Source: an optimization exercise on an open RTL-to-GDS flow (aim: small area). Production flows keep margins and buffers that such runs may drop.
Function not checked in this run: the RTL went through the layout flow alone.
Power and IR drop assume default switching activity.

### Signal wires on met1

Supply wires on this layer in gray.
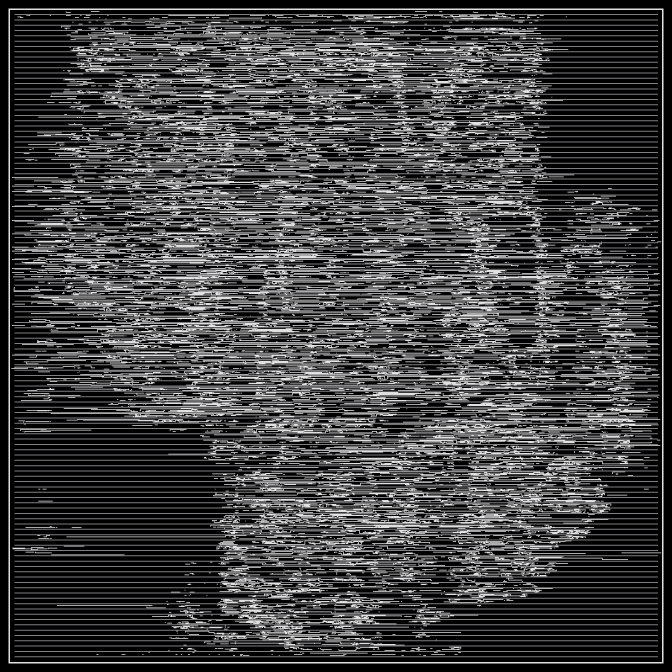
### Logic cells by family

Scale bar: 100 um.
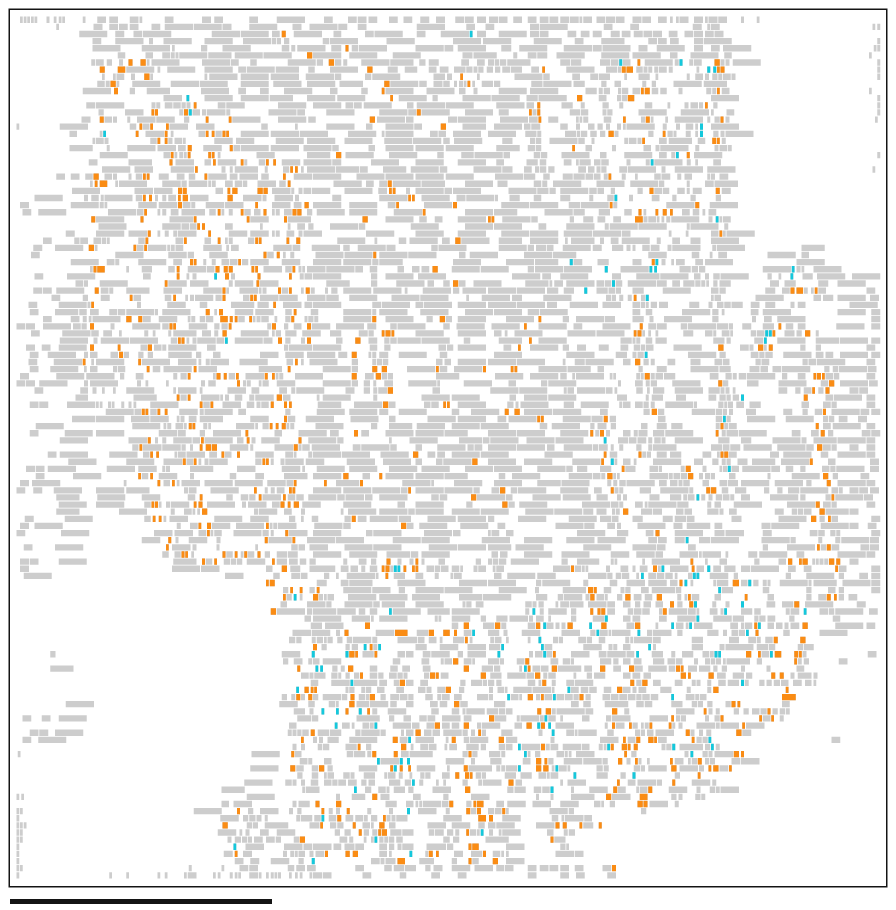
### Pin placement

Pins as bars across the die edge, other pins in gray.
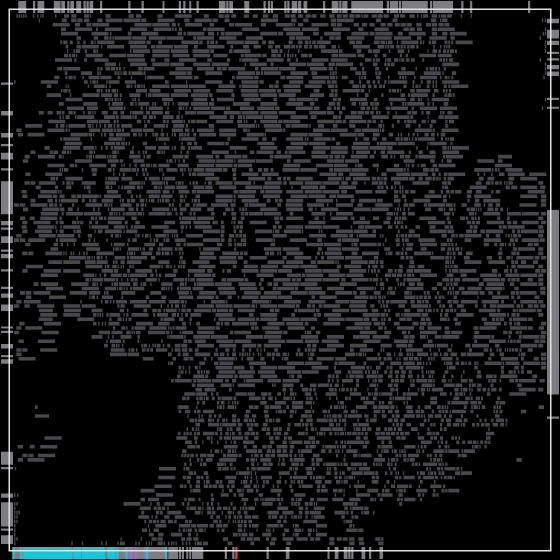
### Met2 routing

Scale bar: 100 um.
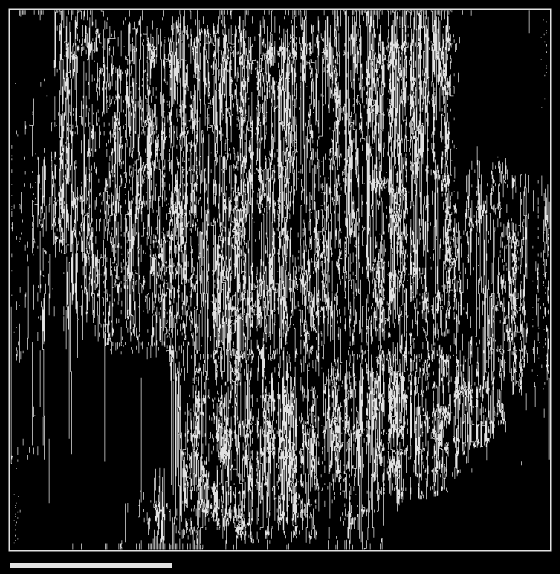
### Congestion heat map

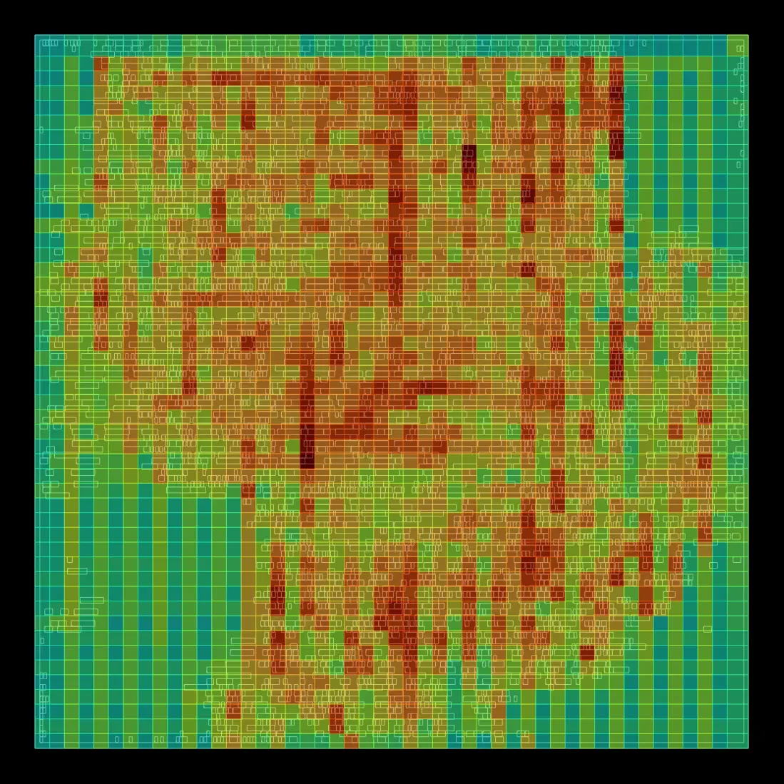
==> flow/run.sh <==
#!/bin/bash
# synth_recipe.tcl (not shown) runs the flow's synth.tcl, then flattens the netlist and writes it again
# the make line also repeats each setting of config.mk as NAME=value (left out here)
make -C /OpenROAD-flow-scripts/flow DESIGN_CONFIG=/design/flow/config.mk WORK_HOME=/design/flow/orfs CLKGATE_MAP_FILE= SYNTH_SCRIPT=/design/flow/synth_recipe.tcl finish
==> flow/config.mk <==
export PLATFORM = sky130hd
export DESIGN_NAME = measure_bw
export DESIGN_NICKNAME = measure_bw
export VERILOG_FILES = /design/flow/design.v
export SDC_FILE = /design/flow/constraint.sdc
export NUM_CORES = 4
export LEC_CHECK = 0
export CAP_MARGIN = 20
export CORE_MARGIN = 2
export CORE_UTILIZATION = 40
export SLEW_MARGIN = 20
==> flow/constraint.sdc <==
create_clock -name core_clock -period 8.0 [get_ports {AXI_ACLK}]
set_input_delay 1.6000 -clock core_clock [delete_from_list [all_inputs] [get_ports {AXI_ACLK}]]
set_output_delay 1.6000 -clock core_clock [all_outputs]
set_load 0.01 [all_outputs]
==> flow/design.v <==
`timescale 1ns / 1ps
module measure_bw#
(
    parameter[63:0] ADDRESS_OFFSET        = 64'h0000_0000,
    parameter       MAX_OUTSTANDING_RREQ  = 8,
    parameter       MAX_OUTSTANDING_WREQ  = 8,
    parameter       AXI_DATA_WIDTH        = 64,
    parameter       AXI_ADDR_WIDTH        = 64
)
(
    input wire  AXI_ACLK, AXI_ARESETN,
    input  wire[6-1 : 0]    S_AXI_AWADDR,   
    input  wire                             S_AXI_AWVALID,  
    output wire                                             S_AXI_AWREADY,
    input  wire[2 : 0]                      S_AXI_AWPROT,
    input  wire[32-1 : 0]    S_AXI_WDATA,      
    input  wire                             S_AXI_WVALID,
    input  wire[(32/8)-1:0]  S_AXI_WSTRB,
    output wire                                             S_AXI_WREADY,
    output  wire[1 : 0]                                     S_AXI_BRESP,
    output  wire                                            S_AXI_BVALID,
    input   wire                            S_AXI_BREADY,
    input  wire[6-1 : 0]    S_AXI_ARADDR,     
    input  wire                             S_AXI_ARVALID,
    input  wire[2 : 0]                      S_AXI_ARPROT,     
    output wire                                             S_AXI_ARREADY,
    output  wire[32-1 : 0]                   S_AXI_RDATA,
    output  wire                                            S_AXI_RVALID,
    output  wire[1 : 0]                                     S_AXI_RRESP,
    input   wire                            S_AXI_RREADY,
    output wire[AXI_ADDR_WIDTH-1 : 0]      M_AXI_ARADDR,     
    output wire                            M_AXI_ARVALID,
    output wire[2:0]                       M_AXI_ARPROT,     
    output wire                            M_AXI_ARLOCK,
    output wire[3:0]                       M_AXI_ARID,
    output wire[7:0]                       M_AXI_ARLEN,
    output wire[2:0]                       M_AXI_ARSIZE,
    output wire[1:0]                       M_AXI_ARBURST,
    output wire[3:0]                       M_AXI_ARCACHE,
    output wire[3:0]                       M_AXI_ARQOS,
    input  wire                                              M_AXI_ARREADY,
    input  wire[AXI_DATA_WIDTH-1 : 0]                        M_AXI_RDATA,
    input  wire                                              M_AXI_RVALID,
    input  wire[1:0]                                         M_AXI_RRESP,
    input  wire                                              M_AXI_RLAST,
    output wire                            M_AXI_RREADY,
    output wire[AXI_ADDR_WIDTH-1:0]        M_AXI_AWADDR,
    output wire                            M_AXI_AWVALID,
    output wire[2:0]                       M_AXI_AWPROT,
    output wire[3:0]                       M_AXI_AWID,
    output wire[7:0]                       M_AXI_AWLEN,
    output wire[2:0]                       M_AXI_AWSIZE,
    output wire[1:0]                       M_AXI_AWBURST,
    output wire                            M_AXI_AWLOCK,
    output wire[3:0]                       M_AXI_AWCACHE,
    output wire[3:0]                       M_AXI_AWQOS,
    input  wire                                              M_AXI_AWREADY,
    output wire[AXI_DATA_WIDTH-1 : 0]      M_AXI_WDATA,
    output wire                            M_AXI_WVALID,
    output wire[(AXI_DATA_WIDTH/8)-1:0]    M_AXI_WSTRB,
    output wire                            M_AXI_WLAST,
    input  wire                                              M_AXI_WREADY,
    input  wire[1:0]                                         M_AXI_BRESP,
    input  wire                                              M_AXI_BVALID,
    output wire                           M_AXI_BREADY
 );
    localparam BYTES_PER_BEAT  = AXI_DATA_WIDTH / 8;
    localparam REG_RADDR_H   =  0;     
    localparam REG_RADDR_L   =  1;     
    localparam REG_WADDR_H   =  2;     
    localparam REG_WADDR_L   =  3;     
    localparam REG_BLK_SIZE  =  4;     
    localparam REG_COUNT     =  5;     
    localparam REG_RRESULT_H =  6;     
    localparam REG_RRESULT_L =  7;     
    localparam REG_WRESULT_H =  8;     
    localparam REG_WRESULT_L =  9;     
    localparam REG_CTL_STAT  = 10;     
    reg[31:0] register[0:5];
    reg[31:0] beats_per_burst;
    reg[63:0] cycle_counter, elapsed_read_cycles, elapsed_write_cycles;
    reg[63:0] counter_start;
    reg start_read, start_write;       
    localparam COUNT_WIDTH = 20;
    reg[31:0] xfer_block_size;
    reg[COUNT_WIDTH-1:0] xfer_count, xfer_count_less_1;
    reg[COUNT_WIDTH-1:0] reads_queued, blocks_read, writes_queued, blocks_written, blocks_acked;
    reg m_read_state;
    reg m_wack_state;
    wire is_read_engine_idle  = (start_read  == 0) & (m_read_state == 0);
    wire is_write_engine_idle = (start_write == 0) & (m_wack_state == 0);
    wire M_AR_HANDSHAKE = M_AXI_ARVALID & M_AXI_ARREADY;
    wire M_R_HANDSHAKE  = M_AXI_RVALID  & M_AXI_RREADY;    
    wire M_AW_HANDSHAKE = M_AXI_AWVALID & M_AXI_AWREADY;
    wire M_W_HANDSHAKE  = M_AXI_WVALID  & M_AXI_WREADY;    
    wire M_B_HANDSHAKE  = M_AXI_BVALID  & M_AXI_BREADY;
    localparam OKAY   = 0;
    localparam SLVERR = 2;
    reg  user_read_start,  user_read_idle;
    reg  user_write_start, user_write_idle;
    wire user_write_complete = (user_write_start == 0) & user_write_idle;
    wire user_read_complete  = (user_read_start  == 0) & user_read_idle;
    wire S_B_HANDSHAKE  = S_AXI_BVALID  & S_AXI_BREADY;
    wire S_R_HANDSHAKE  = S_AXI_RVALID  & S_AXI_RREADY;
    wire S_W_HANDSHAKE  = S_AXI_WVALID  & S_AXI_WREADY;
    wire S_AR_HANDSHAKE = S_AXI_ARVALID & S_AXI_ARREADY;
    wire S_AW_HANDSHAKE = S_AXI_AWVALID & S_AXI_AWREADY;
    reg[6-1:0] s_axi_araddr;
    reg                        s_axi_arready; assign S_AXI_ARREADY = s_axi_arready;
    reg                        s_axi_rvalid;  assign S_AXI_RVALID  = s_axi_rvalid;
    reg[1:0]                   s_axi_rresp;   assign S_AXI_RRESP   = s_axi_rresp;
    reg[32-1:0] s_axi_rdata;   assign S_AXI_RDATA   = s_axi_rdata;
    reg s_read_state;
    always @(posedge AXI_ACLK) begin
        user_read_start <= 0;
        if (AXI_ARESETN == 0) begin
            s_read_state  <= 0;
            s_axi_arready <= 1;
            s_axi_rvalid  <= 0;
        end else case(s_read_state)
        0:  begin
                s_axi_rvalid <= 0;                    
                if (S_AXI_ARVALID) begin              
                    s_axi_arready   <= 0;             
                    s_axi_araddr    <= S_AXI_ARADDR;  
                    user_read_start <= 1;             
                    s_read_state    <= 1;             
                end
            end
        1:  if (user_read_complete) begin             
                s_axi_rvalid <= 1;                    
                if (S_R_HANDSHAKE) begin              
                    s_axi_rvalid  <= 0;               
                    s_axi_arready <= 1;               
                    s_read_state  <= 0;               
                end
            end
        endcase
    end
    reg[6-1:0] s_axi_awaddr;
    reg[32-1:0] s_axi_wdata;
    reg      s_axi_awready; assign S_AXI_AWREADY = s_axi_awready;
    reg      s_axi_wready;  assign S_AXI_WREADY  = s_axi_wready;
    reg      s_axi_bvalid;  assign S_AXI_BVALID  = s_axi_bvalid;
    reg[1:0] s_axi_bresp;   assign S_AXI_BRESP   = s_axi_bresp;
    reg s_write_state;
    always @(posedge AXI_ACLK) begin
        user_write_start <= 0;
        if (AXI_ARESETN == 0) begin
            s_write_state <= 0;
            s_axi_awready <= 1;
            s_axi_wready  <= 1;
            s_axi_bvalid  <= 0;
        end else case(s_write_state)
        0:  begin
                s_axi_bvalid <= 0;                     
                if (S_AW_HANDSHAKE) begin              
                    s_axi_awready <= 0;                
                    s_axi_awaddr  <= S_AXI_AWADDR;     
                end
                if (S_W_HANDSHAKE) begin               
                    s_axi_wready     <= 0;             
                    s_axi_wdata      <= S_AXI_WDATA;   
                    user_write_start <= 1;             
                    s_write_state    <= 1;             
                end
            end
        1:  if (user_write_complete) begin             
                s_axi_bvalid <= 1;                     
                if (S_B_HANDSHAKE) begin               
                    s_axi_bvalid  <= 0;                
                    s_axi_awready <= 1;                
                    s_axi_wready  <= 1;                
                    s_write_state <= 0;                
                end
            end
        endcase
    end
    always @(posedge AXI_ACLK) begin
        if (AXI_ARESETN == 0) begin
            user_read_idle <= 1;
        end else if (user_read_start) begin
            s_axi_rresp <= OKAY;     
            case(s_axi_araddr >> 2)
                REG_RADDR_H:    s_axi_rdata <= register[REG_RADDR_H];
                REG_RADDR_L:    s_axi_rdata <= register[REG_RADDR_L];
                REG_WADDR_H:    s_axi_rdata <= register[REG_WADDR_H];
                REG_WADDR_L:    s_axi_rdata <= register[REG_WADDR_L];
                REG_BLK_SIZE:   s_axi_rdata <= register[REG_BLK_SIZE];
                REG_COUNT:      s_axi_rdata <= register[REG_COUNT];
                REG_RRESULT_H:  s_axi_rdata <= elapsed_read_cycles[63:32];
                REG_RRESULT_L:  s_axi_rdata <= elapsed_read_cycles[31: 0];
                REG_WRESULT_H:  s_axi_rdata <= elapsed_write_cycles[63:32];
                REG_WRESULT_L:  s_axi_rdata <= elapsed_write_cycles[31: 0];
                REG_CTL_STAT:   begin
                                    s_axi_rdata[0]    <= ~is_read_engine_idle;
                                    s_axi_rdata[1]    <= ~is_write_engine_idle;
                                    s_axi_rdata[31:2] <= 0;
                                end
                default:      begin
                                  s_axi_rdata    <= 32'h0DEC0DE0;
                                  s_axi_rresp    <= SLVERR;
                              end
            endcase
        end
    end
    always @(posedge AXI_ACLK) begin
        start_read  <= 0;
        start_write <= 0;
        cycle_counter <= cycle_counter + 1;
        if (AXI_ARESETN == 0) begin
            user_write_idle <= 1;
            xfer_count      <= 0;
            counter_start   <= 0;
        end else if (user_write_start) begin
            s_axi_bresp  <= OKAY;     
            case(s_axi_awaddr >> 2)
                REG_RADDR_H:  register[REG_RADDR_H ] <= s_axi_wdata;
                REG_RADDR_L:  register[REG_RADDR_L ] <= s_axi_wdata; 
                REG_WADDR_H:  register[REG_WADDR_H ] <= s_axi_wdata;
                REG_WADDR_L:  register[REG_WADDR_L ] <= s_axi_wdata; 
                REG_BLK_SIZE: register[REG_BLK_SIZE] <= s_axi_wdata;
                REG_COUNT:    register[REG_COUNT   ] <= s_axi_wdata;
                REG_RRESULT_H: counter_start[63:32] <= s_axi_wdata;
                REG_RRESULT_L: counter_start[31: 0] <= s_axi_wdata;
                REG_CTL_STAT:   if (is_read_engine_idle && is_write_engine_idle && register[REG_COUNT][COUNT_WIDTH-1:0] != 0) begin
                                    cycle_counter     <= counter_start;
                                    xfer_count        <= register[REG_COUNT][COUNT_WIDTH-1:0];
                                    xfer_count_less_1 <= register[REG_COUNT][COUNT_WIDTH-1:0] - 1;
                                    xfer_block_size   <= register[REG_BLK_SIZE];
                                    beats_per_burst   <= register[REG_BLK_SIZE] >> $clog2(BYTES_PER_BEAT);
                                    start_read        <= s_axi_wdata[0];
                                    start_write       <= s_axi_wdata[1];
                                end
                default:      s_axi_bresp <= SLVERR;
            endcase
        end 
    end
    reg m_rreq_state;
    reg                     m_axi_arvalid; 
    reg[3:0]                m_axi_arid;    assign M_AXI_ARID   = m_axi_arid;
    reg[AXI_ADDR_WIDTH-1:0] m_axi_araddr;  assign M_AXI_ARADDR = m_axi_araddr;
    reg[7:0]                m_axi_arlen;   assign M_AXI_ARLEN  = m_axi_arlen;
    assign M_AXI_ARSIZE  = $clog2(BYTES_PER_BEAT);
    assign M_AXI_ARBURST = 1;    
    assign M_AXI_ARPROT  = 0;    
    assign M_AXI_ARLOCK  = 0;    
    assign M_AXI_ARCACHE = 0;    
    assign M_AXI_ARQOS   = 0;    
    assign M_AXI_ARVALID = m_axi_arvalid & ((reads_queued - blocks_read) < MAX_OUTSTANDING_RREQ);
    always @(posedge AXI_ACLK) begin
        if (AXI_ARESETN == 0) begin
            m_rreq_state  <= 0;
            m_axi_arid    <= 0;
            m_axi_arvalid <= 0;
            reads_queued  <= 0;
        end else
        case(m_rreq_state)
            0:  if (start_read) begin
                    m_axi_arlen   <= beats_per_burst - 1;
                    m_axi_arid    <= 0;
                    m_axi_araddr  <= {register[REG_RADDR_H], register[REG_RADDR_L]} + ADDRESS_OFFSET;
                    m_axi_arvalid <= 1;
                    reads_queued  <= 0;
                    m_rreq_state  <= 1;
                end
            1:  if (M_AR_HANDSHAKE) begin
                    if (reads_queued == xfer_count_less_1) begin
                        m_axi_arvalid <= 0;
                        m_rreq_state  <= 0;
                    end
                    m_axi_arid   <= m_axi_arid + 1;    
                    m_axi_araddr <= m_axi_araddr + xfer_block_size;
                    reads_queued <= reads_queued + 1;
                end
        endcase
    end
    assign M_AXI_RREADY = (m_read_state == 1);
    always @(posedge AXI_ACLK) begin
        if (AXI_ARESETN == 0) begin
            blocks_read  <= 0;
            m_read_state <= 0;
        end
        else case (m_read_state)
            0:  if (start_read) begin
                    blocks_read  <= 0;     
                    m_read_state <= 1;     
                end
            1:  if (M_R_HANDSHAKE && M_AXI_RLAST) begin
                    if (blocks_read == xfer_count_less_1) begin
                        elapsed_read_cycles <= cycle_counter;
                        m_read_state        <= 0;
                    end
                    blocks_read <= blocks_read + 1;
                end
        endcase
    end
    reg m_wreq_state;
    reg                     m_axi_awvalid; 
    reg[3:0]                m_axi_awid;    assign M_AXI_AWID   = m_axi_awid;
    reg[AXI_ADDR_WIDTH-1:0] m_axi_awaddr;  assign M_AXI_AWADDR = m_axi_awaddr;
    reg[7:0]                m_axi_awlen;   assign M_AXI_AWLEN  = m_axi_awlen;
    assign M_AXI_AWSIZE  = $clog2(BYTES_PER_BEAT);
    assign M_AXI_AWBURST = 1;    
    assign M_AXI_AWPROT  = 0;    
    assign M_AXI_AWLOCK  = 0;    
    assign M_AXI_AWCACHE = 0;    
    assign M_AXI_AWQOS   = 0;    
    assign M_AXI_AWVALID = m_axi_awvalid & ((writes_queued - blocks_acked) < MAX_OUTSTANDING_WREQ);
    always @(posedge AXI_ACLK) begin
        if (AXI_ARESETN == 0) begin
            m_wreq_state  <= 0;
            m_axi_awid    <= 0;
            m_axi_awvalid <= 0;
            writes_queued <= 0;
        end else
        case(m_wreq_state)
            0:  if (start_write) begin
                    m_axi_awlen   <= beats_per_burst - 1;
                    m_axi_awid    <= 0;
                    m_axi_awaddr  <= {register[REG_WADDR_H], register[REG_WADDR_L]} + ADDRESS_OFFSET;
                    m_axi_awvalid <= 1;
                    writes_queued <= 0;
                    m_wreq_state  <= 1;
                end
            1:  if (M_AW_HANDSHAKE) begin
                    if (writes_queued == xfer_count_less_1) begin
                        m_axi_awvalid <= 0;
                        m_wreq_state  <= 0;
                    end
                    m_axi_awid    <= m_axi_awid + 1;    
                    m_axi_awaddr  <= m_axi_awaddr + xfer_block_size;
                    writes_queued <= writes_queued + 1;
                end
        endcase
    end
    reg       m_write_state;
    reg[8:0]  wbeats_remaining;
    reg[31:0] wdata;
    assign M_AXI_WDATA = {wdata, {(AXI_DATA_WIDTH-32){1'b0}}};
    assign M_AXI_WVALID = (m_write_state == 1 && writes_queued > blocks_written); 
    assign M_AXI_WSTRB = -1;
    assign M_AXI_WLAST  = (m_write_state == 1 && wbeats_remaining == 0);
    always @(posedge AXI_ACLK) begin
        if (AXI_ARESETN == 0) begin
            m_write_state   <= 0;
            blocks_written  <= 0;
        end else
        case (m_write_state)
            0:  if (start_write) begin
                    m_write_state    <= 1;
                    blocks_written   <= 0;
                    wbeats_remaining <= beats_per_burst-1;
                    wdata            <= 0;
                end
            1:  if (M_W_HANDSHAKE) begin
                    wdata <= wdata + 1;
                    wbeats_remaining <= wbeats_remaining - 1;
                    if (wbeats_remaining == 0) begin
                        m_write_state    <= (blocks_written == xfer_count_less_1) ? 0 : 1;
                        wbeats_remaining <= beats_per_burst - 1;
                        blocks_written   <= blocks_written + 1;
                    end
                end
        endcase
    end
    assign M_AXI_BREADY = m_wack_state;
    always @(posedge AXI_ACLK) begin
        if (AXI_ARESETN == 0) begin
            m_wack_state <= 0;
            blocks_acked <= 0;
        end else
        case (m_wack_state)
            0:  if (start_write) begin
                    m_wack_state <= 1;
                    blocks_acked <= 0;
                end
            1:  if (M_B_HANDSHAKE) begin
                    if (blocks_acked == xfer_count_less_1) begin
                        elapsed_write_cycles <= cycle_counter;
                        m_wack_state         <= 0;
                    end
                    blocks_acked <= blocks_acked + 1;
                end
        endcase
    end
endmodule
==> reports/summary.txt <==
die area - 0.1117 mm^2
flop and latch count out of synthesis - 885
met1 WL - 62.09 mm
Fmax - 159.9 MHz
Antenna Nets Post-Route - 0
RR Endpoint - m_axi_awaddr[52]$_DFFE_PP_
CP max stage cell - a2111oi_0
DR WL/cell - 24.14 um
Syn Area/Cell - 10.97 um^2
Yosys top cell by area - edfxtp_1
Non-clk bufs - 324
Area after DPL - 0.04771 mm^2
largest family of logic cells by synthesized area - simple AND/OR/NAND/NOR gates
buffers plus inverters on the worst setup path - 2
CP Data Required Time - 6.40 ns
Hold Violations, Final - 0
RSZ-0062 raised after global routing - false
Crit. Startpoint - blocks_acked[12]$_SDFFE_PN0P_
Arr. time, crit path - 4.66 ns
largest net degree at the start of global routing - 85
dpl cells - 5543
area delta synth->final - 16.98%
critical path class - reg2out
CTS H-Tree Depth - 3
WL met3 - 13.31 mm
Final Wtd Congestion - 0.9102
Final TNS setup - 0 ns
count of multi-input gates - 2798
R2R setup slack - 2.75 ns
Cells after Synth - 3976
ClkCell Share - 6.376%
CP max FO - 12
hold endpoint - cycle_counter[1]$_DFF_P_
HP Class - reg2reg
Period Utilization, post-route - 78.20%
Comb pwr share - 3.1%
fillers - 9895
Synth cell types - 89
combinational gate power - 311 uW
Min Clock Period, post-route - 6.256 ns
Leak - 18.13 nW
met3 usage - 4.859%
DRT Pass-1 Iters - 8
commonest non-fill, non-tap cells in the layout - 631 x edfxtp_1, 355 x nand2_1, 299 x nor2_1
layout cells sized above 1 - 7.101%
Finished Cell Area - 0.05102 mm^2
register area - 0.02404 mm^2
Cell Area, Synth - 0.04361 mm^2
Top Ports - 440
sequential power - 5.21 mW
Slew Limit Headroom - 23.38%
CP Launch Type - register
Final nets - 4498
post-cts sizing count - 0
cell family with most CP delay - compound AO/OA/AOI/OAI gates
most common cell in the netlist - edfxtp_1
# setup viols final - 0
Post-Synth Adder-Cell Area - 3.936%
Reg-to-Reg Start - blocks_acked[12]$_SDFFE_PN0P_
starting density of the core - 40.18%
Inverters - 124
Worst path depth - 12
CP max stage delay - 0.55 ns
top sig layer - met4
clkbuf count - 126
vias in the first global route - 29950
buffering overhead - 6.215%
Initial DRC Count - 3760
CTS tree - yes
GRT busiest layer - met2
hold path start - counter_start[1]$_SDFFE_PN0P_
core region area - 0.1086 mm^2
hold buffers post-CTS - 0
Worst-path clk slew - 0.06 ns
root buffer cell - clkbuf_16
Max VDD drop - 178.2 uV
top post-synthesis cells by count - 631 x edfxtp_1, 355 x nand2_1, 310 x nor2_1
power consumption - 10.14 mW
Clock Path Buffers - 3
fraction of area in registers - 47.12%
worst hold slack - 0.4470 ns
Yosys top cell area share - 43.45%
mux cell area share after synthesis - 2.120%
post-route clock skew - 0.04704 ns
Remaining Overflow, GRT - 0
Async SR Flop Fraction - 0%
cell chain of the critical path - inv_1 > ha_1 > nand2_1 > o211ai_1 > a22oi_1 > a2111oi_0 > o2111ai_1 > a2111oi_2 > nand3_1 > nor2_1 > and2_1 > clkdlybuf4s50_1
sequential share of power - 51.4%
Via density - 5.639
CTS sink count - 885
initial antenna violation count - 4
# rows - 121
number of flops mapped to enable cells by yosys - 631
tap cells - 1414
Clock Power - 4.62 mW
largest cell class by area - flip-flops and latches
XOR/XNOR Fraction of Synth Area - 7.993%
dpl ws - 2.476 ns
top power group - sequential cells
setup ws final - 1.744 ns
seq_cells - 885
status - complete, no violations
top_reg_cell synth - edfxtp_1
Num CTS Buffers - 94
WHS Path Cells - 2
Antenna diodes - 1
total number of yosys warnings - 2
critical path endpoint - M_AXI_AWVALID
Crit. End Element - primary output
DP Wirelength - 100.7 mm
drt drc - 0
max cap viols - 0
Reg with most FFs - register
Multi-input gate area - 0.01832 mm^2
global-route wire length before repair - 200.5 mm
Clk network pwr share - 45.6%
Pwr Density - 198.8 mW/mm^2
area fraction in compound gates after synthesis - 11.89%
worst-skew pair later-pin latency - 0.71 ns
Synth Area in Simple Gates - 15.09%
metal2 WL - 59.13 mm
Synth area leaders - edfxtp_1 43%, dfxtp_1 12%, xnor2_1 4.4%
switching power - 2.303 mW
sw frac - 22.70%
Worst Reg2Reg Path Length in Cells - 13
P_int - 7.841 mW
worst slew pin tran - 1.148 ns
max FFs per register - 192
# Post-CTS Setup Buffers - 0
register area share after synthesis - 55.11%
Final Slew Violations - 0
## Picture notes: 'Signal wires on met1'
- share of all routed wire: 45%
- nets with wire on the layer: 4141
- main direction: horizontal
- wire length on this layer: 62.1 mm
- longest straight run: 93.4 um
Detailed Route WL: 138.2 mm
met1 usage: 35.52%
DR vias: 32280

## Picture notes: 'Logic cells by family'
- orange: NAND gates (cells 639; most used nand2_1; where spread over the die)
- cyan: inverters (cells 124; most used inv_1)
non-filler instance count after layout: 5724
commonest non-fill, non-tap cell in the layout: edfxtp_1
multi-input gate share of total cell area: 35.90%

## Picture notes: 'Pin placement'
- purple: S_AXI_AWPROT (pins 3; direction input; edge bottom)
- cyan: M_AXI_RDATA (pins 64; direction input; edge bottom)
- red: M_AXI_BVALID (pins 1; direction input; edge bottom)
die height: 334.2 um
die width: 334.2 um
port buffer count: 281

## Picture notes: 'Met2 routing'
- share of all routed wire: 43%
- main direction: vertical
grt met2 use: 35.61%

## Picture notes: 'Congestion heat map'
GR Util All Layers: 24.07%
Util after Layout: 47.00%

## static timing again, ports no longer ideal
How much do the figures lean on ideal ports? The routed layout below was timed once more, with nothing changed but the port constraints.
Step 1: set_driving_cell puts a clkbuf_16 on AXI_ACLK and a buf_2 on each other input, an assumption about the parent block.
Step 2, shift: input delay + t, output delay - t, t = (earliest + latest rising clock arrival at the registers) / 2. This alone moves slack from input paths to output paths.
Three values: ideal ports, drivers, drivers and shift; two values: the first two.
shift t [ns]: 0.762
setup slack, ns: 1.744 / 1.665 / 2.427
worst setup path at the end: register to output
pins driven straight from the clock port: 1
After both steps setup and hold are still met in this run. For this run, drivers alone change the setup slack by -0.079 ns; drivers and shift together by +0.683 ns.
